This is an optimization exercise on Yosys and OpenROAD, whose aim is small area, not a production implementation.
The RTL was checked by simulation tests, not by an equivalence proof against the original design.
Not every run is shown, and edits may drop behaviour that the tests do not exercise.

Figure 1. Zoomed window (run 1).
Window x 88 to 118, y 88 to 118 um. Cells in grey, sequential cells in the stronger grey; small squares are vias.
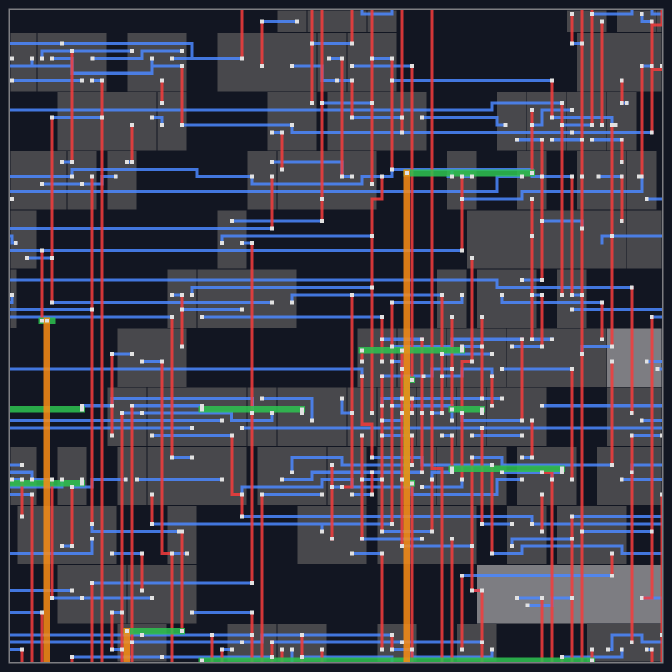
Figure 2. Clock tree after CTS (run 1).
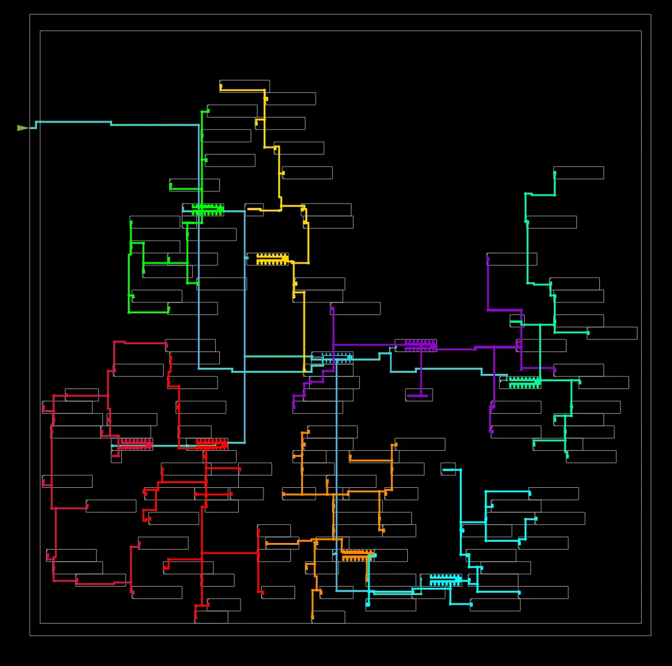
Figure 3. Cells by drive strength (run 1).
Drawn at 4 px/um.
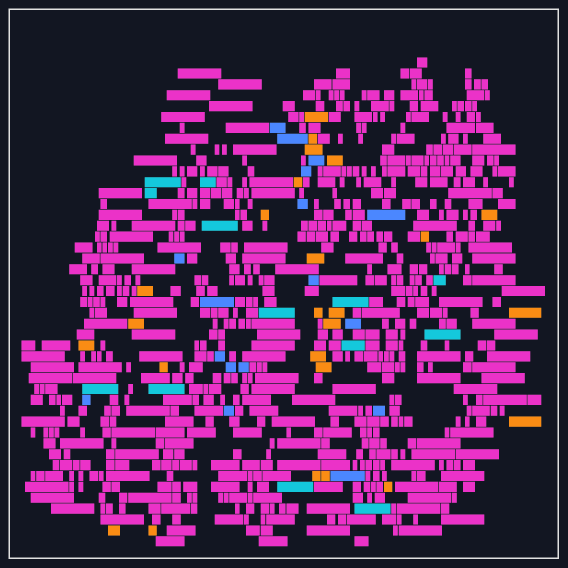
Figure 4. Sequential cells coloured by instance or generate block (run 1).
Drawn at 3 px/um. Other cells in grey.
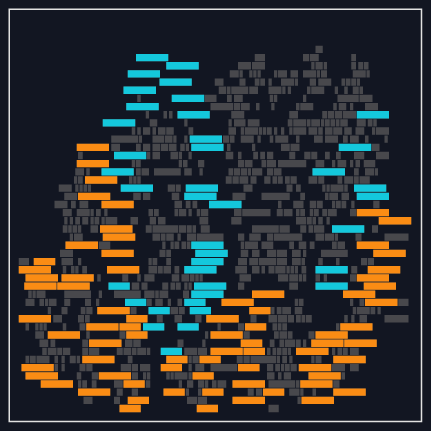
[design/flow/config.mk]
export PLATFORM = sky130hd
export DESIGN_NAME = uart_alu_top
export DESIGN_NICKNAME = uart_alu_top
export VERILOG_FILES = /design/flow/design.v
export SDC_FILE = /design/flow/constraint.sdc
export NUM_CORES = 4
export LEC_CHECK = 0
export CAP_MARGIN = 20
export CORE_MARGIN = 2
export CORE_UTILIZATION = 40
export SLEW_MARGIN = 20
[design/flow/constraint.sdc]
create_clock -name core_clock -period 5.0 [get_ports {i_clock}]
set_input_delay 1.0000 -clock core_clock [delete_from_list [all_inputs] [get_ports {i_clock}]]
set_output_delay 1.0000 -clock core_clock [all_outputs]
set_load 0.01 [all_outputs]
[design/flow/design.v]
`timescale 1ns / 1ps
module ALU
#(
  parameter     SIZEDATA = 8,
                SIZEOP = 6
)
(
  input signed  [SIZEDATA - 1:0]   i_datoa,
  input signed  [SIZEDATA - 1:0]   i_datob,
  input         [SIZEOP - 1:0]     i_opcode,
  output reg    [SIZEDATA - 1:0]   o_result
);
  localparam [SIZEOP - 1:0]     ADD = 6'b100000;
  localparam [SIZEOP - 1:0]     SUB = 6'b100010;
  localparam [SIZEOP - 1:0]     OR  = 6'b100101;
  localparam [SIZEOP - 1:0]     XOR = 6'b100110;
  localparam [SIZEOP - 1:0]     AND = 6'b100100;
  localparam [SIZEOP - 1:0]     NOR = 6'b100111;
  localparam [SIZEOP - 1:0]     SRA = 6'b000011;
  localparam [SIZEOP - 1:0]     SRL = 6'b000010;
  always@(*)
    begin
      case(i_opcode)
        ADD: o_result = i_datoa + i_datob;
        SUB: o_result = i_datoa - i_datob;
        OR:  o_result = i_datoa | i_datob;
        XOR: o_result = i_datoa ^ i_datob;
        AND: o_result = i_datoa & i_datob;
        NOR: o_result = ~(i_datoa | i_datob);
        SRA: o_result = i_datoa >>> i_datob;
        SRL: o_result = i_datoa >> i_datob;
        default: o_result = 0;
      endcase
    end
endmodule
`timescale 1ns / 1ps
module BR_GENERATOR
#(
  parameter clk_frec  = 5,  
  parameter baudrate = 9600
  )
  (
   input        i_clock,
   input        i_reset,
   output     reg o_tick
   );
  localparam integer modulo = (clk_frec*1000000 + baudrate * 8) / (baudrate * 16);
  reg [ $clog2 (modulo) - 1:0] contador;
  always @(posedge i_clock)
  begin
    if(i_reset)
        begin
            o_tick <= 0;
            contador <= 0;
        end
    else if(contador < modulo)
        begin
            o_tick <= 0;
            contador <= contador + 1;
        end
    else
        begin
            o_tick <= 1;
            contador <= 0;
        end
  end      
endmodule
`timescale 1ns / 1ps
module UART_RX
#(
   parameter DATA_WIDTH = 8,
   parameter STOP_WIDTH = 1,
   parameter PARITY_WIDTH = 1
   )
  (
   input        i_clock,
   input        i_tick,
   input        i_reset,
   input        i_rx_data_input,
   output       o_done_bit,
   output [DATA_WIDTH - 1:0] o_data_byte,
   output [PARITY_WIDTH - 1 :0] o_parity
   );
  localparam STATE_IDLE         = 6'b000001;
  localparam STATE_START_BIT    = 6'b000010;
  localparam STATE_RECEIVING    = 6'b000100;
  localparam STATE_PARITY_BIT   = 6'b001000;
  localparam STATE_STOP_BIT     = 6'b010000;
  localparam STATE_DONE         = 6'b100000;
  reg           rx_data; 
  reg [7:0]     tick_counter;
  reg [2:0]     data_index;  
  reg [1:0]       stop_index;  
  reg [1:0]        parity_index;  
  reg [PARITY_WIDTH - 1:0]      parity;  
  reg [DATA_WIDTH - 1:0]        data_byte;
  reg           done_bit;
  reg [5:0]     current_state;
  reg [5:0]     next_state;
   assign  o_done_bit  =  done_bit;
   assign  o_data_byte = data_byte;
   assign o_parity = parity;
   always @(posedge i_clock)  
     rx_data  <=  i_rx_data_input;
   always @(posedge i_clock)  
    if (i_reset) current_state <= STATE_IDLE;  
    else         current_state <= next_state; 
   always @(posedge i_clock) begin: next_state_logic
    case (current_state)
        STATE_IDLE:
        begin      
            data_index <= 0;    
            tick_counter <= 0;
            stop_index <= 0;
            parity_index <= 0;
            if(rx_data == 1'b0)  
             begin
                next_state <= STATE_START_BIT;
             end
            else
             begin
                next_state <= STATE_IDLE;
             end
        end
        STATE_START_BIT:
        begin
          if(i_tick)
          begin
            if(tick_counter == 7)
             begin
                if(rx_data == 1'b0)  
                begin
                    tick_counter <= 0;  
                    next_state <= STATE_RECEIVING;
                end
                else
                begin
                    tick_counter <= 0;
                    next_state <= STATE_IDLE;
                end
             end
            else
             begin
                tick_counter <= tick_counter + 1;
                next_state <= STATE_START_BIT;
             end
           end
        end
        STATE_RECEIVING:
        begin
          if(i_tick)
           begin
            if(tick_counter < 15)
             begin
                tick_counter <= tick_counter + 1;
                next_state <= STATE_RECEIVING;
             end
            else
             begin
                tick_counter <= 0;
                data_byte[data_index] <= rx_data;
                if(data_index < DATA_WIDTH - 1)
                 begin  
                        data_index <= data_index + 1;
                        next_state <= STATE_RECEIVING;
                 end
                else
                 begin
                    data_index <= 0;
                    tick_counter <= 0;
                    next_state <= STATE_PARITY_BIT;
                 end
             end
            end
        end
        STATE_PARITY_BIT:
        begin
          if(i_tick)
           begin
            if(tick_counter < 15)
             begin
                tick_counter <= tick_counter + 1;
                next_state <= STATE_PARITY_BIT;
             end
            else
             begin
                tick_counter <= 0;
                parity[parity_index] <= rx_data;
                if(parity_index < PARITY_WIDTH - 1)
                 begin  
                        parity_index <= parity_index + 1;
                        next_state <= STATE_PARITY_BIT;
                 end
                 else
                 begin
                    parity_index <= 0;
                    stop_index <= 0;
                    next_state <= STATE_STOP_BIT;
                 end
             end
           end
        end
        STATE_STOP_BIT:
        begin
          if(i_tick)
           begin
            if(tick_counter < 15)
             begin
                tick_counter <= tick_counter + 1;
                data_index <= 0;
                next_state <= STATE_STOP_BIT;
             end
            else
             begin
                if(rx_data == 1'b1)  
                begin
                    if(stop_index < STOP_WIDTH - 1)
                    begin
                        stop_index <= stop_index + 1;
                        next_state <= STATE_STOP_BIT;
                    end
                    else
                    begin
                        tick_counter <= 0;
                        data_index <= 0;
                        stop_index <= 0;
                        next_state <= STATE_DONE;
                    end
                end
                else
                begin
                    tick_counter <= 0;
                    stop_index <= 0;
                    parity_index <= 0;
                    data_index <= 0;
                    next_state <= STATE_IDLE;
                end
             end
           end
        end
        STATE_DONE:
        begin
           tick_counter <= 0;
           data_index <= 0;
           stop_index <= 0;
           parity_index <= 0;
           next_state <= STATE_IDLE;
        end
        default:
        begin
            tick_counter <= 0;
            data_index <= 0;
            stop_index <= 0;
           parity_index <= 0;
            next_state <= STATE_IDLE;
        end
    endcase
    end
    always @(*) begin: output_logic
        case (current_state)
        STATE_IDLE:
        begin
            done_bit <= 1'b0;
        end
        STATE_START_BIT:
        begin
             done_bit <= 1'b0;
        end
        STATE_RECEIVING:
        begin
             done_bit <= 1'b0;
        end
        STATE_PARITY_BIT:
        begin
             done_bit <= 1'b0;
        end
        STATE_STOP_BIT:
        begin
            done_bit <= 1'b0;
        end
        STATE_DONE:
        begin
            done_bit <= 1'b1;        
        end
        default:
        begin
             done_bit <= 1'b0;
        end
        endcase
    end
endmodule
`timescale 1ns / 1ps
module UART_TX
#(
   parameter DATA_WIDTH = 8,
   parameter STOP_WIDTH = 1,
   parameter PARITY_WIDTH = 1
   )
  (
   input        i_clock,
   input        i_reset,
   input        i_tick,
   input [DATA_WIDTH - 1:0]  i_data_byte,
   input [PARITY_WIDTH -1:0] i_parity,
   input        i_tx_signal,
   output          o_done_bit,
   output reg      o_tx_data
   );
  localparam STATE_IDLE         = 6'b000001;
  localparam STATE_START_BIT    = 6'b000010;
  localparam STATE_TRANSMITTING = 6'b000100;
  localparam STATE_PARITY_BIT   = 6'b001000;
  localparam STATE_STOP_BIT     = 6'b010000;
  localparam STATE_DONE         = 6'b100000;
  reg                       tx_data;
  reg [7:0]                 tick_counter;
  reg [2:0]                 data_index;  
  reg [STOP_WIDTH-1:0]      stop_index;  
  reg [PARITY_WIDTH -1:0]     parity_index;  
  reg [DATA_WIDTH -1:0]      data_byte;
  reg [PARITY_WIDTH -1:0]     parity;
  reg                       done_bit;
  reg [5:0]                 current_state;
  reg [5:0]                  next_state;
   assign  o_done_bit  =  done_bit;
   always @(posedge i_clock)  
    if (i_reset) current_state <= STATE_IDLE;  
    else         current_state <= next_state; 
   always @(posedge i_clock) begin: next_state_logic
    case (current_state)
        STATE_IDLE:
        begin
            data_index <= 0;
            tick_counter <= 0;
            stop_index <= 0;
           parity_index <= 0;
            if(i_tx_signal == 1'b1)
            begin
                data_byte <= i_data_byte;
                parity <= i_parity;
                next_state <= STATE_START_BIT;
            end
            else
                next_state <= STATE_IDLE;
        end
        STATE_START_BIT:
        begin
        if(i_tick)
        begin
            if(tick_counter < 15)
            begin
                 tick_counter <= tick_counter +1; 
                 next_state <= STATE_START_BIT;
            end
            else
            begin
                 data_index<=0;
                 tick_counter <= 0;                
                 next_state <= STATE_TRANSMITTING;
            end
        end
        end
        STATE_TRANSMITTING:
        begin
        if(i_tick)
        begin
            tx_data <= data_byte[data_index];
            if(tick_counter < 15)
             begin
                tick_counter <= tick_counter + 1;
                next_state <= STATE_TRANSMITTING;
             end
            else
             begin
                tick_counter <= 0;                         
                if(data_index < DATA_WIDTH -1)
                 begin
                        data_index <= data_index + 1;
                        next_state <= STATE_TRANSMITTING;
                 end
                else
                 begin
                        data_index <= 0;     
                        parity_index <=0;  
                        tick_counter <= 0;                                  
                        next_state <= STATE_PARITY_BIT;
                 end
             end
          end
        end
        STATE_PARITY_BIT:
        begin
        if(i_tick)
        begin
            tx_data <= parity[parity_index];
            if(tick_counter < 15)
             begin
                tick_counter <= tick_counter + 1;
                next_state <= STATE_PARITY_BIT;
             end
            else
             begin
                tick_counter <= 0;                         
                if(parity_index < PARITY_WIDTH -1)
                 begin
                        parity_index <= parity_index + 1;
                        next_state <= STATE_PARITY_BIT;
                 end
                else
                 begin
                        data_index <= 0;     
                        parity_index <=0;  
                        tick_counter <= 0;                                  
                        next_state <= STATE_STOP_BIT;
                 end
             end
          end
        end
        STATE_STOP_BIT:
        begin
        if(i_tick)
        begin
            if(tick_counter < 15)
             begin
                tick_counter <= tick_counter + 1;
                next_state <= STATE_STOP_BIT;
             end
            else
            begin
             if(stop_index < STOP_WIDTH - 1)
                begin
                     stop_index <= stop_index + 1;
                     next_state <= STATE_STOP_BIT;
                end
                else
                begin
                    tick_counter <= 0;
                    stop_index <= 0;           
                    next_state <= STATE_DONE;
                end
            end
          end
        end
        STATE_DONE:
        begin
           tick_counter <= 0;
           data_index <= 0;
           stop_index <= 0;
           parity_index <= 0;
           next_state <= STATE_IDLE;
        end
        default:
        begin
            data_index <= 0;        
            tick_counter <= 0;
            stop_index <= 0;
           parity_index <= 0;
            next_state <= STATE_IDLE;
        end
    endcase
    end
    always @(*) begin: output_logic
        case (current_state)
        STATE_IDLE:
        begin
            o_tx_data <= 1'b1;
            done_bit <= 1'b0;
        end
        STATE_START_BIT:
        begin
             o_tx_data <= 1'b0;        
             done_bit <= 1'b0;
        end
        STATE_TRANSMITTING:
        begin
             o_tx_data <= tx_data;
             done_bit <= 1'b0;
        end
        STATE_PARITY_BIT:
        begin
             o_tx_data <= tx_data;        
             done_bit <= 1'b0;
        end
        STATE_STOP_BIT:
        begin
            o_tx_data <= 1'b1;        
            done_bit <= 1'b0;
        end
        STATE_DONE:
        begin
            o_tx_data <= 1'b1;        
            done_bit <= 1'b1;
        end
        default:
        begin
             o_tx_data <= 1'b1;        
             done_bit <= 1'b0;
        end
    endcase
    end
endmodule
`timescale 1ns / 1ps
module UART
#(
   parameter DATA_WIDTH = 8,
   parameter STOP_WIDTH = 1,
   parameter PARITY_WIDTH = 1
   )
   (
   input                        i_clock,
   input                        i_reset,
   input                        i_rx_data,
   input                        i_tx_signal,
   input  [DATA_WIDTH - 1:0]      i_tx_result,
   input  [PARITY_WIDTH -1 :0]  i_parity,
   output                       o_rx_done,
   output [DATA_WIDTH - 1:0]      o_rx_data,
   output [PARITY_WIDTH-1 :0]   o_parity,
   output                       o_tx_data,
   output                       o_tx_done
 );
  wire ticks;
  BR_GENERATOR u_br_gen 
  (
    .i_clock           (i_clock),
    .i_reset           (i_reset),
    .o_tick            (ticks)    
  );
   UART_RX u_rx (
    .i_clock           (i_clock),
    .i_tick            (ticks),
    .i_reset           (i_reset),
    .i_rx_data_input   (i_rx_data), 
    .o_done_bit        (o_rx_done), 
    .o_data_byte       (o_rx_data),
    .o_parity          (o_parity)
  );
    UART_TX u_tx (
    .i_clock           (i_clock),
    .i_tick            (ticks),
    .i_reset           (i_reset),
    .i_data_byte       (i_tx_result),
    .i_parity          (i_parity),
    .i_tx_signal       (i_tx_signal), 
    .o_done_bit        (o_tx_done), 
    .o_tx_data         (o_tx_data)
  );
endmodule
`timescale 1ns / 1ps
module INTF
#(
  parameter     SIZEDATA = 8,
  parameter      SIZEOP = 6,
  parameter    PARITY_WIDTH = 1
  )
  (
  input                            i_clock,
  input                            i_reset,
  input                            i_rx_done,
  input signed  [SIZEDATA - 1:0]   i_rx_data,
  input         [PARITY_WIDTH-1:0] i_rx_parity,
  input         [SIZEDATA - 1:0]   i_alu_result,
  output  reg   [SIZEDATA - 1:0]   o_alu_datoa,
  output  reg   [SIZEDATA - 1:0]   o_alu_datob,
  output  reg   [SIZEDATA - 1:0]   o_alu_opcode,
  output  reg   [SIZEDATA - 1:0]   o_tx_result,
  output  reg   [PARITY_WIDTH-1:0] o_tx_parity,
  output  reg                      o_tx_signal
  );
  localparam STATE_OPA    = 4'b0001;
  localparam STATE_OPB    = 4'b0010;
  localparam STATE_OPCODE = 4'b0100;
  localparam STATE_RESULT = 4'b1000;
  reg [3:0]  current_state;
  reg [3:0]  next_state;
  reg                  rx_valid;
  reg [SIZEDATA - 1:0] operando_a;
  reg [SIZEDATA - 1:0] operando_b;
  reg [SIZEDATA - 1:0] opcode;
  reg [SIZEDATA - 1:0] result;
  reg [PARITY_WIDTH-1:0] parity;
   always @(posedge i_clock)  
        if (i_reset)
                current_state <= STATE_OPA;  
        else
                current_state <= next_state;
  always @(posedge i_clock) begin: next_state_logic
    case (current_state)
        STATE_OPA:
        begin
            if(i_rx_done)
            begin
                operando_a <= i_rx_data;
                parity <= i_rx_parity;
                operando_b <= 0;
                opcode <= 0;
                result <= 0;
                next_state <= STATE_OPB;
            end
            else
            begin              
                next_state <= STATE_OPA;
            end
        end
        STATE_OPB:
        begin
           if(i_rx_done)
            begin
                operando_a <= o_alu_datoa;
                operando_b <= i_rx_data;
                parity <= i_rx_parity;
                opcode <= o_alu_opcode;
                result <= o_tx_result;
                next_state <= STATE_OPCODE;
            end
            else
            begin             
                next_state <= STATE_OPB;
            end
        end
        STATE_OPCODE:
        begin
            if(i_rx_done)
            begin
                operando_a <= o_alu_datoa;
                operando_b <= o_alu_datob;
                opcode <= i_rx_data;
                parity <= i_rx_parity;              
                result <= o_tx_result;
                next_state <= STATE_RESULT;
            end
            else
            begin
                next_state <= STATE_OPCODE;
            end
        end
        STATE_RESULT:
        begin
                operando_a <= o_alu_datoa;
                operando_b <= o_alu_datob;
                opcode <= o_alu_opcode;
                result <= i_alu_result;
                parity <= 1;
            next_state <= STATE_OPA;
        end
        default:
        begin
                operando_a <= 0;
                operando_b <= 0;
                opcode <= 0;
                result <= 0;
                parity <= 0;
            next_state <= STATE_OPA;
        end
    endcase
    end
    always @(*) begin: output_logic
        case (current_state)
        STATE_OPA:
        begin
              o_alu_datoa <= operando_a;
              o_alu_datob <= operando_b;
              o_alu_opcode <= opcode;
              o_tx_result <= result;
              o_tx_parity <= parity;
              o_tx_signal <= 0;
        end
        STATE_OPB:
        begin
              o_alu_datoa <= operando_a;
              o_alu_datob <= operando_b;
              o_alu_opcode <= opcode;
              o_tx_result <= result;
              o_tx_parity <= parity;
              o_tx_signal <= 0;
        end
        STATE_OPCODE:
        begin
               o_alu_datoa <= operando_a;
              o_alu_datob <= operando_b;
              o_alu_opcode <= opcode;
              o_tx_result <= result;
               o_tx_parity <= parity;
              o_tx_signal <= 0;
        end
        STATE_RESULT:
        begin
              o_alu_datoa <= operando_a;
              o_alu_datob <= operando_b;
              o_alu_opcode <= opcode;
              o_tx_result <= result;
              o_tx_parity <= parity;
              o_tx_signal <= 1;
        end
        default:
            begin
              o_alu_datoa <= 0;
              o_alu_datob <= 0;
              o_alu_opcode <= 0;
              o_tx_result <= 0;
              o_tx_parity <= 0;
              o_tx_signal <= 0;
            end
    endcase        
    end
endmodule
`timescale 1ns / 1ps
module uart_alu_top
    #(
   parameter     SIZEDATA = 8,
   parameter      SIZEOP = 6,
   parameter DATA_WIDTH = 8,
   parameter STOP_WIDTH = 1,
   parameter PARITY_WIDTH = 1
   )
  (
   input        i_clock,
   input        i_reset,
   input        i_tx,
   output       o_rx,
   output       o_tx_done
   );
    wire [SIZEDATA - 1 : 0]    operando_a;
    wire [SIZEDATA - 1 : 0]    operando_b;
    wire [SIZEOP - 1 : 0]      opcode;
    wire [SIZEDATA - 1 : 0]    result;
    wire [DATA_WIDTH - 1 : 0]    rx_data_byte;
    wire [DATA_WIDTH - 1 : 0]    tx_data_byte;
    wire                       rx_done;
    wire                       tx_signal;    
    wire                       ticks;
    wire [PARITY_WIDTH -1:0]    rx_parity;
    wire [PARITY_WIDTH -1:0]    tx_parity;
   ALU u_alu (
    .i_datoa        (operando_a),
    .i_datob        (operando_b),
    .i_opcode       (opcode),
    .o_result       (result)
    );
   INTF u_intf (
    .i_clock         (i_clock),
    .i_reset         (i_reset),
    .i_rx_done       (rx_done),
    .i_rx_data       (rx_data_byte),
    .i_rx_parity     (rx_parity),
    .i_alu_result    (result),
    .o_alu_datoa     (operando_a),
    .o_alu_datob     (operando_b),
    .o_alu_opcode    (opcode),
    .o_tx_result     (tx_data_byte),
    .o_tx_signal     (tx_signal),
    .o_tx_parity     (tx_parity)
    );
    UART u_uart (
    .i_clock         (i_clock),
    .i_reset         (i_reset),
    .i_rx_data       (i_tx),
    .o_tx_data       (o_rx),
    .i_tx_signal     (tx_signal),
    .i_tx_result     (tx_data_byte),
    .i_parity        (tx_parity),
    .o_rx_done       (rx_done),
    .o_rx_data       (rx_data_byte),
    .o_parity        (rx_parity),
    .o_tx_done       (o_tx_done)
    );
endmodule
[design/flow/run.sh]
#!/bin/bash
# synth_recipe.tcl (not shown) runs the flow's synth.tcl, then flattens the netlist and writes it again
# the make line also repeats each setting of config.mk as NAME=value (left out here)
make -C /OpenROAD-flow-scripts/flow DESIGN_CONFIG=/design/flow/config.mk WORK_HOME=/design/flow/orfs CLKGATE_MAP_FILE= SYNTH_SCRIPT=/design/flow/synth_recipe.tcl finish
==> results.py, run 1 <==
metrics = {
    "status": {
        "outcome": "finished clean",
    },
    "hold_path": {
        "min-delay-start": "u_intf.next_state[0]",
        "worst_hold_path.endpoint": "u_intf.current_state[0]",
        "hold_path_cell_cnt": 1,
        "hp-class": "flip-flop to flip-flop",
    },
    "die": {
        "effective_utilization_at_floorplan": 0.4085,
        "number_of_well_taps": 225,
        "fp-row-count": 48,
        "die_h_um": 136.9,
        "ios": 5,
        "die-width_um": 136.9,
        "design.core.area_um2": 17300,
    },
    "cells_and_area": {
        "multi_input_area_um2": 3695,
        "n_all_buffers": 12,
        "regArea_um2": 3083,
        "drive_above_1_share": 0.07576,
        "dominant_kind_of_cell_by_area": "multi-input gates",
        "num-multi-input-gates": 557,
        "fillCellCount": 1643,
        "non_clock_inverter_count": 29,
        "multi_input_area_share": 0.4889,
        "portion_of_the_layout_cell_area_used_by_non_clock_buffers": 0.01325,
        "most-common-layout-cells": "84 x edfxtp_1, 80 x nor2_1, 77 x nand2_1",
        "final_net_count": 756,
        "num_antenna_cells": 0,
    },
    "logic_synthesis": {
        "muxShareOfSynthArea": 0.05153,
        "syn_area_per_cell_um2": 9.600,
        "dominant_combinational_cell_family_by_area_after_synthesis": "simple AND/OR/NAND/NOR gates",
        "mappedNetlistArea_um2": 7066,
        "synth_enable_flop_cells": 84,
        "synth.lib_cells_used.distinct": 76,
        "postSynth.topFlopCell": "edfxtp_1",
        "yosys.area.top_type_share": 0.3570,
        "post_synth_and_or_nand_nor_area_fraction": 0.2268,
        "synth_most_common_cell": "edfxtp_1",
        "yosys-top-cells-area": "edfxtp_1 36%, dfxtp_1 7.9%, ha_1 5.5%",
        "synth-xor-area-share": 0.04693,
        "synth_seq_area_share": 0.4363,
        "postSynth.asyncResetShare": 0,
        "synth_compound_area_frac": 0.1356,
        "synth.cells.most_frequent": "84 x edfxtp_1, 80 x nor2_1, 77 x nand2_1",
        "synth-seq-cells": 112,
        "synth.yosys.warnings": 6,
        "post-synth-top-area-cell": "edfxtp_1",
        "synth-adder-area-share": 0.05773,
    },
    "place": {
        "placedCellCount": 935,
        "post-dp-hpwl_mm": 11.71,
        "place.port_buffers": 4,
        "gpl.final_weighted_congestion": 0.9084,
    },
    "grt": {
        "grt_use_total": 0.1827,
        "wire_length_of_the_first_global_routing_pass_mm": 26.80,
        "largest_net_degree_at_the_start_of_global_routing": 46,
        "globalRouteOverflowTotal": 0,
        "antenna_violations_before_repair": 0,
    },
    "worst_setup_path": {
        "worstPathRequired_ns": 5.18,
        "timing.rr.end": "u_intf.result[6]",
        "cp.arrival_ns": 4.23,
        "r2r_slack_ns": 0.95,
        "timing.critical_path.from_type": "flip-flop",
        "worstPathMaxFanout": 45,
        "critPathLaunch": "u_intf.current_state[0]",
        "worstSetupPathType": "flip-flop to flip-flop",
        "critPathCapture": "u_intf.result[6]",
        "timing.critical_path.to_type": "flip-flop",
    },
    "timing": {
        "finalClockSkew_ns": 0.007814,
        "grt_setup_unrepaired": "false",
        "slew_headroom": 0.3980,
        "timing.final.hold_violations": 0,
        "setup_viol": 0,
        "max_freq_mhz": 247.2,
        "worst_slew_pin_slew_ns": 0.9018,
        "final-max-slew-violation-count": 0,
        "holdWs_ns": 0.4205,
        "timing.setup.tns_ns": 0,
        "finalWorstPathRequiredPeriod_ns": 4.046,
        "layout_worst_path_cycle_share": 0.8091,
    },
    "routing": {
        "post_drt_via_cell_ratio": 5.656,
        "drc_errors": 0,
        "postRouteWirelength_mm": 16.16,
        "drt-wirelength-per-cell_um": 16.99,
        "dr_total_vias": 5379,
        "drtPass1Iterations": 5,
        "drtIter0Drc": 506,
    },
    "clock_network": {
        "ctsHoldBuffers": 0,
        "cts_tree": "done",
        "cts_resized": 0,
        "worstSkewPairLatency_ns": 0.36,
        "clkSlewWorstSetupHoldPaths_ns": 0.08,
    },
    "flow_run": {
        "max_cap_viol": 0,
    },
}
Notes on Figure 1 above:
[M2] red
[M1] blue
[M4] orange
[M3] green
sequential cells in the window: 1
cells with their middle in the window: 72
most frequent: nand2_1 (12), ha_1 (12), xnor2_1 (9)
netlist names of flops here include: `u_intf.result` (1)

Notes on Figure 2 above:
number of clock sinks seen by CTS: 112
number of H-tree levels: 3
sequential cells: 112
cell at the root of the clock tree: clkbuf_16
CTS buffer count: 9

Notes on Figure 3 above:
[x6 and larger] cyan | cells: 13 | share: 1.8%
[x3 and x4] blue | cells: 17 | share: 2.3%
[x2] orange | cells: 25 | share: 3.4%
[x1 and smaller] magenta | cells: 671 | share: 92%
area growth from synthesis to layout: 6.959%
total non-filler cell area in the finished layout: 7557 um2

Notes on Figure 4 above:
[`u_uart`] orange | flops: 73
[`u_intf`] cyan | flops: 39
core utilization of the finished layout: 0.4369
total die area: 18740 um2
number of standard cells in the layout, taps in and fillers out: 951

run 1: stage by stage:
stage | util | setup slack (ns)
after floorplan | - | 1.751
after global placement | 0.4197 | 1.154
after detailed placement | 0.4202 | 1.095
after CTS | 0.4369 | 1.004
after global routing | 0.4369 | 0.5823
final | 0.4369 | 0.9543
run 1: worst max-delay path: stages, from the launching register on:
cell and delay (ns):
dfxtp_1 0.92, nor4b_1 0.47, a211o_1 0.21, buf_4 0.41, nand2_1 0.14, inv_1 0.13, ha_1 0.15, inv_1 0.06
fa_1 0.41, a211oi_1 0.24, o21bai_1 0.10, a21oi_1 0.17, xnor2_1 0.14, nand3_1 0.10, a32oi_1 0.20
run 1: per-layer routing:
layer	share of wire	track usage
met3	0.044	0.03259
met1	0.44	0.2363
met5	0	0
met4	0.025	0.06586
met2	0.49	0.3069
==> run 2: a larger rewrite; changed files in full <==
==> design/flow/design.v <==
module uart_alu_top (
  input  i_clock,
  input  i_reset,
  input  i_tx,
  output o_rx,
  output o_tx_done
);
  reg [7:0] lo;
  reg [1:0] hi;
  wire term = (lo == 8'd135);
  wire wrap = term & (hi == 2'd3);
  always @(posedge i_clock) begin
    if (i_reset | term) lo <= 8'd0;
    else                lo <= lo + 8'd1;
    if (i_reset)        hi <= 2'd0;
    else if (term)      hi <= hi + 2'd1;
  end
  localparam RB_IDLE = 4'd15;
  reg [3:0] rb;         
  reg [1:0] rq;         
  reg [1:0] bp;         
  wire samp    = term & (hi == rq) & (rb != RB_IDLE);
  wire rx_data = samp & (rb != 4'd0) & (rb <= 4'd8);
  wire commit  = samp & (rb == 4'd10) & i_tx;
  always @(posedge i_clock) begin
    if (i_reset) begin
      rb <= RB_IDLE;
    end else if (rb == RB_IDLE) begin
      if (!i_tx) begin
        rb <= 4'd0;
        rq <= hi + 2'd1;
      end
    end else if (samp) begin
      if (rb == 4'd0)       rb <= i_tx ? RB_IDLE : 4'd1;
      else if (rb == 4'd10) rb <= i_tx ? RB_IDLE : 4'd0;
      else                  rb <= rb + 4'd1;
    end
  end
  always @(posedge i_clock) begin
    if (i_reset)     bp <= 2'd0;
    else if (commit) bp <= (bp == 2'd2) ? 2'd0 : bp + 2'd1;
  end
  reg [7:0] a, b;
  reg [5:0] op;
  reg       c;
  localparam TS_IDLE = 4'd0, TS_COMP = 4'd1, TS_WAIT = 4'd2, TS_BIT0 = 4'd3, TS_BIT10 = 4'd13;
  reg [3:0] ts;
  wire comp     = (ts == TS_COMP);
  wire serial   = comp & lo[7];
  wire is_shift = (op[5:1] == 5'b00001);
  wire shift    = comp & ~lo[7] & is_shift & ({1'b0, lo[6:0]} < b);
  wire fill     = op[0] & a[7];
  wire bx   = b[0] ^ op[1];
  wire sum  = a[0] ^ bx ^ c;
  wire cout = (a[0] & bx) | (a[0] & c) | (bx & c);
  reg  r;
  always @(*) begin
    case (op)
      6'b100000, 6'b100010: r = sum;
      6'b100100: r = a[0] & b[0];
      6'b100101: r = a[0] | b[0];
      6'b100110: r = a[0] ^ b[0];
      6'b100111: r = ~(a[0] | b[0]);
      6'b000011, 6'b000010: r = a[0];
      default:   r = 1'b0;
    endcase
  end
  wire tx_data_bit = (ts > TS_BIT0) & (ts < TS_BIT0 + 4'd9);
  always @(posedge i_clock) begin
    if ((rx_data & (bp == 2'd0)) | shift | serial)
      a <= {comp ? fill : i_tx, a[7:1]};
    if ((rx_data & (bp == 2'd1)) | serial | (wrap & tx_data_bit))
      b <= {comp ? r : i_tx, b[7:1]};
    if (rx_data & (bp == 2'd2) & (rb <= 4'd6))
      op <= {i_tx, op[5:1]};
    c <= serial ? cout : op[1];
  end
  always @(posedge i_clock) begin
    if (i_reset) ts <= TS_IDLE;
    else case (ts)
      TS_IDLE:  if (commit & (bp == 2'd2)) ts <= TS_COMP;
      TS_COMP:  if (term) ts <= TS_WAIT;
      TS_BIT10: if (wrap) ts <= TS_IDLE;
      default:  if (wrap) ts <= ts + 4'd1;
    endcase
  end
  assign o_rx      = (ts != TS_BIT0) & ~(tx_data_bit & ~b[0]);
  assign o_tx_done = (ts == TS_BIT10) & wrap;
endmodule
Figure 5. Zoomed window (run 2).
Window x 46 to 76, y 46 to 76 um. Cells in grey, sequential cells in the stronger grey; small squares are vias.
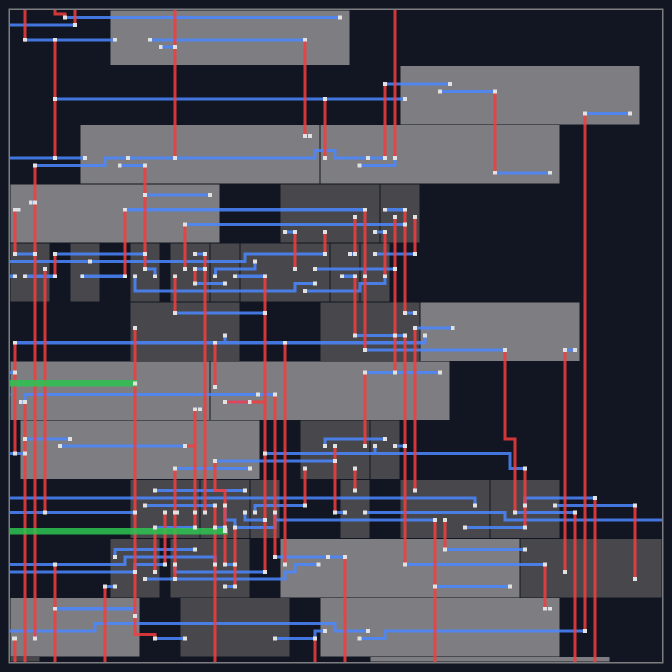
[M3] green
[M2] red
[M1] blue
sequential cells in the window: 12
most frequent: edfxtp_1 (10), nand2_1 (5), o21ai_0 (3)
netlist names of flops here include: `a` (6), `op` (4)
cells with their middle in the window: 36

Figure 6. Cells by drive strength (run 2).
Drawn at 8 px/um.
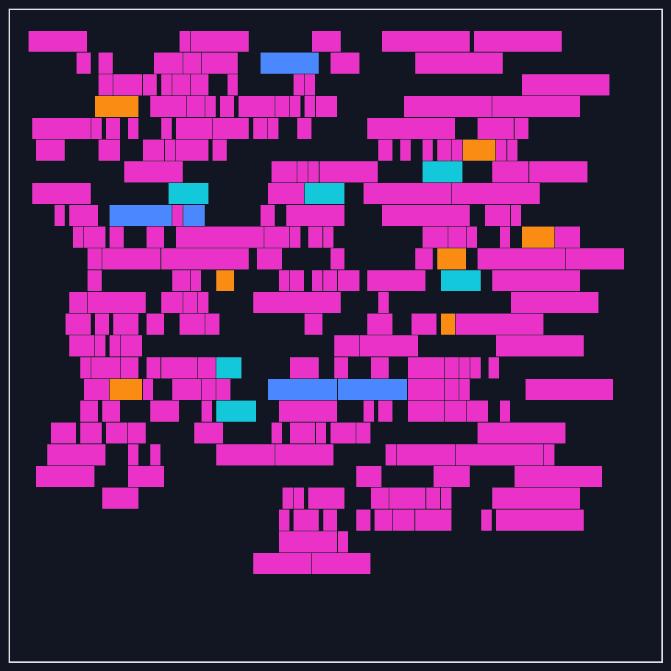
[x3 and x4] blue | cells: 5 | share: 2.1%
[x1 and smaller] magenta | cells: 217 | share: 92%
[x6 and larger] cyan | cells: 6 | share: 2.6%
[x2] orange | cells: 7 | share: 3.0%
total non-filler cell area in the finished layout: 2606 um2
area growth from synthesis to layout: 8.659%
minimum setup slack in the final design: 1.839 ns
number of non-clock buffers in the layout: 4

==> run 2 against run 1 <==
Critical path depth is 9 lower. Via count decreased by 70%. Clock-buffer cell count decreased by 5. Setup slack better by 0.88 ns. Utilization increased by 0.85 points. Fmax is 28% higher. Area after synthesis down 66%. Die area fell by 65%. Cell count decreased by 67%. Synthesized cell count decreased by 69%. Final area down 66%.
==> results.py, run 2 <==
metrics = {
    "status": {
        "outcome": "finished clean",
    },
    "clock_network": {
        "cts_resized": 0,
        "cts_tree": "done",
        "clkSlewWorstSetupHoldPaths_ns": 0.09,
    },
    "worst_setup_path": {
        "cp.arrival_ns": 2.16,
        "worstPathMaxFanout": 5,
        "critPathLaunch": "lo[5]",
        "timing.critical_path.from_type": "flip-flop",
        "crit_slowest_cell": "clkdlybuf4s50_1",
        "critPathCapture": "o_tx_done",
        "timing.rr.end": "op[1]",
        "cp.depth": 5,
        "critical_path_buf_inv_count": 1,
        "worstPathRequired_ns": 4.00,
        "crit_path_cell_trace": "nor4b_4, and4b_1, nand2_1, nor2_1, clkdlybuf4s50_1",
    },
    "die": {
        "ios": 5,
        "number_of_well_taps": 75,
        "fp.dieArea_um2": 6632,
        "effective_utilization_at_floorplan": 0.4100,
        "die-width_um": 81.44,
    },
    "cells_and_area": {
        "multi_input_area_um2": 1181,
        "dominant_kind_of_cell_by_area": "multi-input gates",
        "non_clock_inverter_count": 16,
        "drive_above_1_share": 0.07660,
        "num-multi-input-gates": 162,
        "final_net_count": 256,
        "fillCellCount": 555,
        "utilization": 0.4455,
        "portion_of_the_layout_cell_area_used_by_non_clock_buffers": 0.01536,
        "final_cells": 310,
        "regArea_um2": 1141,
    },
    "logic_synthesis": {
        "synth-xor-area-share": 0.04382,
        "synth.yosys.warnings": 1,
        "synth_compound_area_frac": 0.1163,
        "dominant_combinational_cell_family_by_area_after_synthesis": "simple AND/OR/NAND/NOR gates",
        "synth-seq-cells": 45,
        "post-synth-top-area-cell": "edfxtp_1",
        "postSynth.asyncResetShare": 0,
        "postSynth.topFlopCell": "edfxtp_1",
        "synth.cells.most_frequent": "24 x edfxtp_1, 21 x dfxtp_1, 21 x nor2_1",
        "syn_area_per_cell_um2": 10.57,
        "synth_enable_flop_cells": 24,
        "synth-adder-area-share": 0.1022,
        "yosys-top-cells-area": "edfxtp_1 30%, dfxtp_1 18%, ha_1 9.4%",
        "synth_seq_area_share": 0.4757,
        "synth.lib_cells_used.distinct": 49,
    },
    "timing": {
        "timing.final.hold_violations": 0,
        "grt_setup_unrepaired": "false",
        "timing.setup.tns_ns": 0,
        "finalWorstPathRequiredPeriod_ns": 3.161,
        "slew_headroom": 0.3853,
        "holdWs_ns": 0.4286,
        "worst_slew_pin_slew_ns": 0.9150,
    },
    "hold_path": {
        "hold_path_cell_cnt": 0,
        "hp-class": "flip-flop to flip-flop",
        "worst_hold_path.endpoint": "a[3]",
    },
    "place": {
        "placedCellCount": 302,
        "dpl_worst_slack_ns": 2.138,
        "gpl.final_weighted_congestion": 0.8007,
        "post-dp-hpwl_mm": 3.184,
    },
    "grt": {
        "largest_net_degree_at_the_start_of_global_routing": 17,
        "wire_length_of_the_first_global_routing_pass_mm": 7.079,
        "antenna_violations_before_repair": 0,
    },
    "flow_run": {
        "max_cap_viol": 0,
    },
    "routing": {
        "drc_errors": 0,
    },
}
Figure 7. Clock distribution (run 2).
Drawn at 6 px/um.
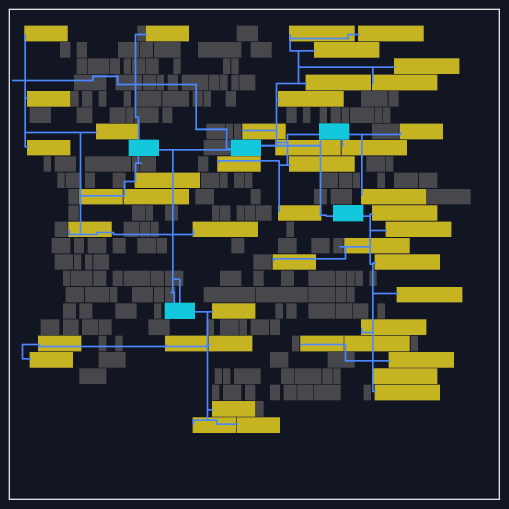
[flip-flops] yellow | count: 45
[clock wires] blue | length: 521 um
[clock-net drivers] cyan | count: 5
routed clock nets: 6
flops lie: widely spread
clock skew: 0.008336 ns
clk latency of the worst-skew pair: 0.30 ns

Figure 8. Clock tree after CTS (run 2).
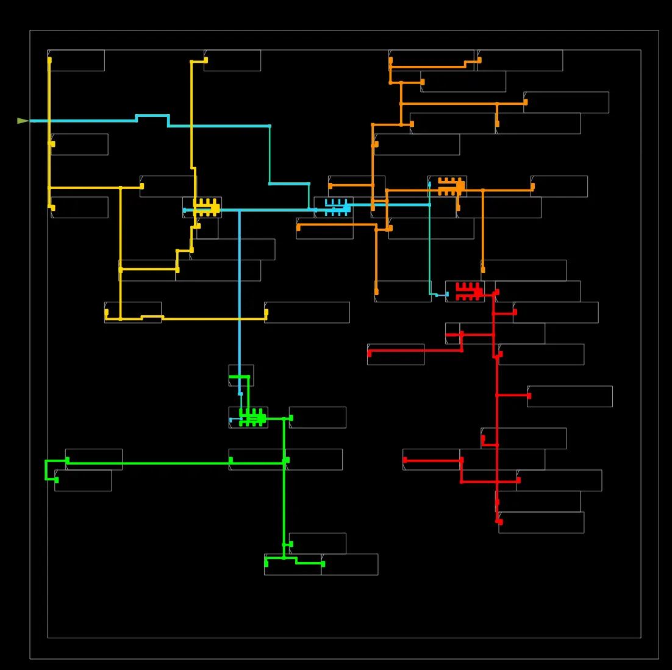
number of H-tree levels: 2
sequential cells: 45
number of clock sinks seen by CTS: 45
CTS buffer count: 5
cell at the root of the clock tree: clkbuf_8

run 2: changes by cell type in the layout (fill, tap and decap cells not counted), moves of 13 or more:
cell	before	now
o21ai_0	36	6
nor2_1	80	21
a22oi_1	25	2
a21oi_1	27	8
edfxtp_1	84	24
nor3_1	17	4
and2_1	16	0
nand3_1	29	16
nand2_1	77	19
xnor2_1	24	6
ha_1	31	18
nor2b_1	19	1
run 2: layer usage:
| layer | wire, um | global-route usage | part of all wire | vias up |
|---|---|---|---|---|
| met5 | 0 | 0 | 0 | - |
| met3 | 126 | 0.03297 | 0.029 | 2 |
| met1 | 2298 | 0.2124 | 0.53 | 753 |
| met2 | 1849 | 0.1975 | 0.43 | 24 |
| li1 | - | - | - | 829 |
| met4 | 23 | 0.04068 | 0.0054 | 0 |
## Run 3: what changed since run 2
==> design/flow/design.v (replaced) <==
module uart_alu_top (
  input  i_clock,
  input  i_reset,
  input  i_tx,
  output o_rx,
  output o_tx_done
);
  reg [7:0] lo;
  reg [1:0] hi;
  wire term = lo[7] & lo[2] & lo[1] & lo[0];    
  wire wrap = term & hi[1] & hi[0];
  always @(posedge i_clock) begin
    if (i_reset | term) lo <= 8'd0;
    else                lo <= lo + 8'd1;
    if (i_reset)        hi <= 2'd0;
    else if (term)      hi <= hi + 2'd1;
  end
  localparam RB_START = 4'd7, RB_STOP = 4'd1, RB_IDLE = 4'd2;
  reg [3:0] rb;
  reg [1:0] rq;         
  reg [1:0] bp;         
  wire ridle   = (rb == RB_IDLE);
  wire samp    = term & (hi == rq);
  wire rx_data = samp & rb[3];
  wire commit  = samp & (rb == RB_STOP) & i_tx;
  always @(posedge i_clock) begin
    if (i_reset) begin
      rb <= RB_IDLE;
    end else if (ridle) begin
      if (!i_tx) begin
        rb <= RB_START;
        rq <= hi + 2'd1;
      end
    end else if (samp) begin
      if ((rb == RB_START) & i_tx) rb <= RB_IDLE;
      else                         rb <= rb + 4'd1;
    end
  end
  always @(posedge i_clock) begin
    if (i_reset)     bp <= 2'd0;
    else if (commit) bp <= {bp[0], ~(bp[0] | bp[1])};
  end
  reg [7:0] a, b;
  reg [2:0] s;
  reg       k;
  reg       c;
  localparam TS_IDLE = 4'd2, TS_COMP = 4'd5, TS_START = 4'd7, TS_STOP = 4'd1;
  reg [3:0] ts;
  wire comp     = (ts == TS_COMP);
  wire serial   = comp & lo[7];
  wire is_arith = k & ~s[0] & ~s[2];            
  wire is_logic = k & s[2];                      
  wire is_shift = ~k & s[1] & ~s[2];             
  wire shift    = comp & (lo[7:3] == 5'd0) & is_shift & ((|b[7:3]) | (lo[2:0] < b[2:0]));
  wire fill     = s[0] & a[7];
  wire bx   = b[0] ^ s[1];
  wire sum  = a[0] ^ bx ^ c;
  wire cout = (a[0] & bx) | (a[0] & c) | (bx & c);
  reg  lg;
  always @(*) begin
    case ({s[1], s[0]})
      2'b00: lg = a[0] & b[0];
      2'b01: lg = a[0] | b[0];
      2'b10: lg = a[0] ^ b[0];
      2'b11: lg = ~(a[0] | b[0]);
    endcase
  end
  wire r = (is_arith & sum) | (is_logic & lg) | (is_shift & a[0]);
  wire op_bit = rx_data & bp[1];
  always @(posedge i_clock) begin
    if ((rx_data & (bp == 2'd0)) | shift | serial)
      a <= {comp ? fill : i_tx, a[7:1]};
    if ((rx_data & bp[0]) | serial | (wrap & ts[3]))
      b <= {comp ? r : i_tx, b[7:1]};
    if (op_bit & (rb[2:0] <= 3'd2))
      s <= {i_tx, s[2:1]};
    else if (op_bit & ((rb[2:0] == 3'd3) | (rb[2:0] == 3'd4)) & i_tx)
      s <= 3'b001;
    if (op_bit & (rb[2:0] == 3'd5))
      k <= i_tx;
    c <= serial ? cout : s[1];
  end
  always @(posedge i_clock) begin
    if (i_reset) ts <= TS_IDLE;
    else if (ts == TS_IDLE) begin
      if (commit & bp[1]) ts <= TS_COMP;
    end else if (comp ? term : wrap) ts <= ts + 4'd1;
  end
  assign o_rx      = (ts != TS_START) & ~(ts[3] & ~b[0]);
  assign o_tx_done = (ts == TS_STOP) & wrap;
endmodule
Figure 9. Wire density map (run 3).
Drawn at 4 px/um. 15 x 15 tiles, from dark purple (low) to yellow (high), scaled to the fullest tile. Values are wire area over tile area, all layers added.
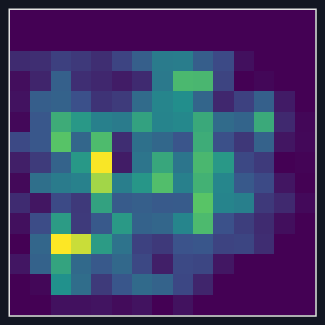
nearly empty tiles: 29%
densest ninth of the die: centre
fullest tile: 0.43
GRT Resource Usage Total: 0.1357
total via count after detailed routing: 1368

Figure 10. Clock tree after CTS (run 3).
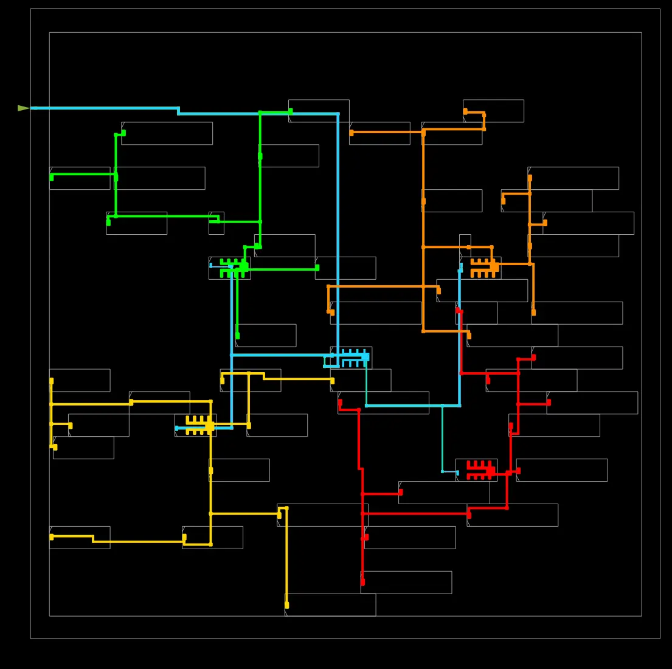
number of clock sinks seen by CTS: 43
sequential cells: 43

==> run 3 against run 2 <==
Critical path depth shrank 2. First-iteration DRC count grew 12%. Via count shrank 15%. Utilization grew 0.45 points. Sequential share of layout area grew 3.6 points. Hold slack lost 0.0053 ns. Highest routed layer unchanged. Fmax grew 7.8%. Final area shrank 12%.
==> results.py, run 3 <==
metrics = {
    "status": {
        "outcome": "finished clean",
    },
    "timing": {
        "setup_viol": 0,
        "worst_slew_pin_slew_ns": 0.5587,
        "finalClockSkew_ns": 0.008278,
        "max_freq_mhz": 340.9,
        "layout_worst_path_cycle_share": 0.5867,
        "finalWorstPathRequiredPeriod_ns": 2.933,
        "slew_headroom": 0.6264,
        "grt_setup_unrepaired": "false",
        "timing.setup.tns_ns": 0,
        "timing.final.hold_violations": 0,
        "holdWs_ns": 0.4233,
    },
    "place": {
        "place.port_buffers": 4,
        "dpl_worst_slack_ns": 2.107,
        "placedCellCount": 264,
        "post-dp-hpwl_mm": 2.475,
    },
    "worst_setup_path": {
        "worstPathRequired_ns": 4.00,
        "worstPathMaxFanout": 7,
        "worstSetupPathType": "flip-flop to output pin",
        "timing.critical_path.to_type": "output pin",
        "timing.critical_path.from_type": "flip-flop",
        "critical-path-max-stage-delay_ns": 0.58,
        "crit_path_cell_trace": "or3b_4, nor4_1, clkdlybuf4s50_1",
        "crit_slowest_cell": "clkdlybuf4s50_1",
    },
    "routing": {
        "post_drt_via_cell_ratio": 5.029,
        "route.top_layer_used": "met4",
        "detailroute.wirelength.met3_um": 123,
        "drc_errors": 0,
        "postRouteWirelength_mm": 3.477,
        "drtIter0Drc": 66,
        "detail_route_met2_wl_mm": 1.511,
        "wl_met1_mm": 1.776,
    },
    "grt": {
        "grt.met1_usage": 0.1906,
        "met3_usage": 0.03555,
        "largest_net_degree_at_the_start_of_global_routing": 16,
        "wire_length_of_the_first_global_routing_pass_mm": 6.210,
    },
    "die": {
        "die_h_um": 76.30,
        "die-width_um": 76.30,
        "ios": 5,
        "effective_utilization_at_floorplan": 0.4120,
        "fp.dieArea_um2": 5821,
        "design.core.area_um2": 5075,
    },
    "cells_and_area": {
        "drive_above_1_share": 0.06931,
        "n_all_buffers": 4,
        "non_clock_inverter_count": 10,
        "dominant_kind_of_cell_by_area": "flip-flops and latches",
        "num_antenna_cells": 0,
        "utilization": 0.4500,
        "portion_of_the_layout_cell_area_used_by_non_clock_buffers": 0.01753,
        "most-common-layout-cells": "23 x nor2_1, 22 x edfxtp_1, 21 x dfxtp_1",
    },
    "logic_synthesis": {
        "synth.yosys.warnings": 1,
        "post-synth-top-area-cell": "edfxtp_1",
        "yosys.area.top_type_share": 0.3160,
        "synth_most_common_cell": "nor2_1",
        "synth_seq_area_share": 0.5171,
        "yosys-top-cells-area": "edfxtp_1 32%, dfxtp_1 20%, ha_1 5.4%",
        "synth-seq-cells": 43,
        "postSynth.topFlopCell": "edfxtp_1",
        "mappedNetlistArea_um2": 2091,
    },
    "clock_network": {
        "cts_buffers": 5,
        "clkSlewWorstSetupHoldPaths_ns": 0.08,
        "cts_resized": 0,
        "htree_levels": 2,
        "cts_tree": "done",
        "ctsHoldBuffers": 0,
    },
}
Figure 11. Cells by drive strength (run 3).
Drawn at 8 px/um.
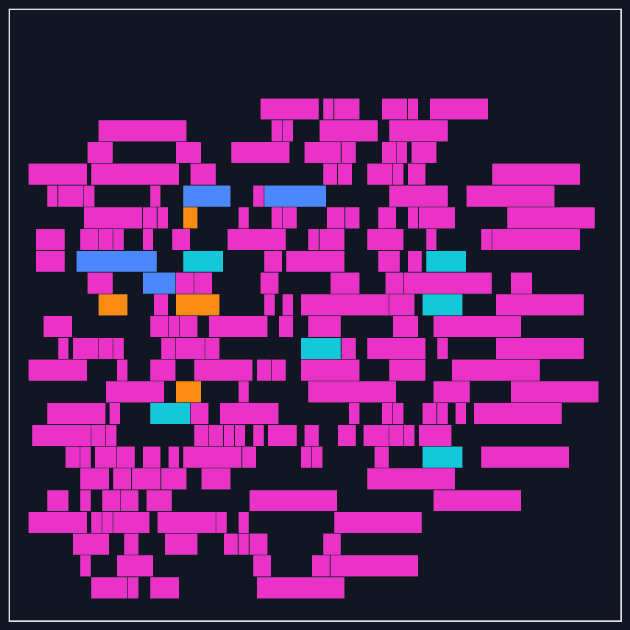
[x3 and x4] blue | cells: 4 | share: 2.0%
[x2] orange | cells: 4 | share: 2.0%
[x1 and smaller] magenta | cells: 188 | share: 93%
[x6 and larger] cyan | cells: 6 | share: 3.0%
minimum setup slack in the final design: 2.067 ns
area growth from synthesis to layout: 9.216%

Figure 12. Zoomed window (run 3).
Window x 42 to 72, y 42 to 72 um. Cells in grey, sequential cells in the stronger grey; small squares are vias.
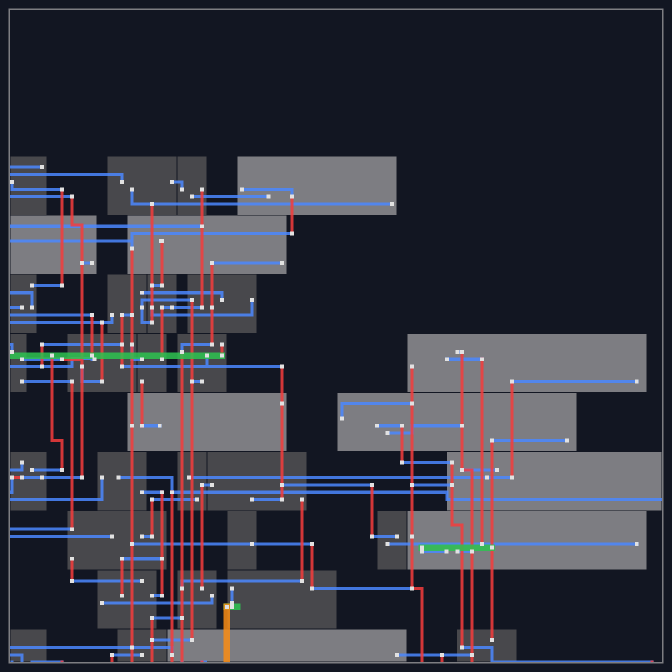
[M3] green
[M4] orange
[M1] blue
[M2] red
most frequent: edfxtp_1 (5), dfxtp_1 (4)
cells with their middle in the window: 31
sequential cells in the window: 9
netlist names of flops here include: `b` (5), `lo` (4)

## run 3: changes by cell type in the layout (fill, tap and decap cells not counted), moves of 4 or more
cell / delta
and2_1: +4
ha_1: -9
inv_1: -7
o21ai_0: -5
## run 3: cells by family after synthesis
logic type,Yosys count,synth area share
multiplexers,5,0.02573
AND/OR/NAND/NOR,84,0.2232
flip-flops,43,0.5171
adder cells (fa/ha/maj),10,0.06344
XOR/XNOR,12,0.05027
AO/OA/AOI/OAI,26,0.08977
buffers and inverters,16,0.03052
## run 3: path summary, 6_finish.rpt
path | start | endpoint
hold reg to reg | a[6] | a[5]
setup reg to reg | ts[0] | ts[1]
hold / removal | a[6] | a[5]
setup / recovery | ts[0] | o_tx_done
## run 3: critical path: cells and delay by family, from the launching register on
family                 cells  cell delay, ns
and+or+nand+nor            2            0.62
buffers and inverters      1            0.58
DFF                        1            0.44

[separate check: timing with driven ports]
The flow's constraints put no driver on any port. The routed layouts listed below were extracted and timed again, unchanged, in two steps. Step 1 assumes that a clkbuf_16 drives the clock port and a buf_2 every other input. Step 2, shift: input delay + t, output delay - t, t = (earliest + latest rising clock arrival at the registers) / 2. This alone moves slack from input paths to output paths. Slacks: no drivers / after step 1 / after step 2; pairs: no drivers / after step 1.
run	t, ns	setup slack, ns	worst setup path after step 2	latest minus earliest clock arrival (ns)	slew at the worst register clock pin (ns)
run 1	0.399	0.954 / 0.954 / 0.954	register to register	0.008 / 0.009	0.08 / 0.08
run 2	0.318	1.839 / 1.814 / 2.131	register to output	0.009 / 0.009	0.09 / 0.09
run 3	0.317	2.067 / 2.039 / 2.114	input to register	0.008 / 0.009	0.08 / 0.08
After both steps every run listed still meets setup and hold.
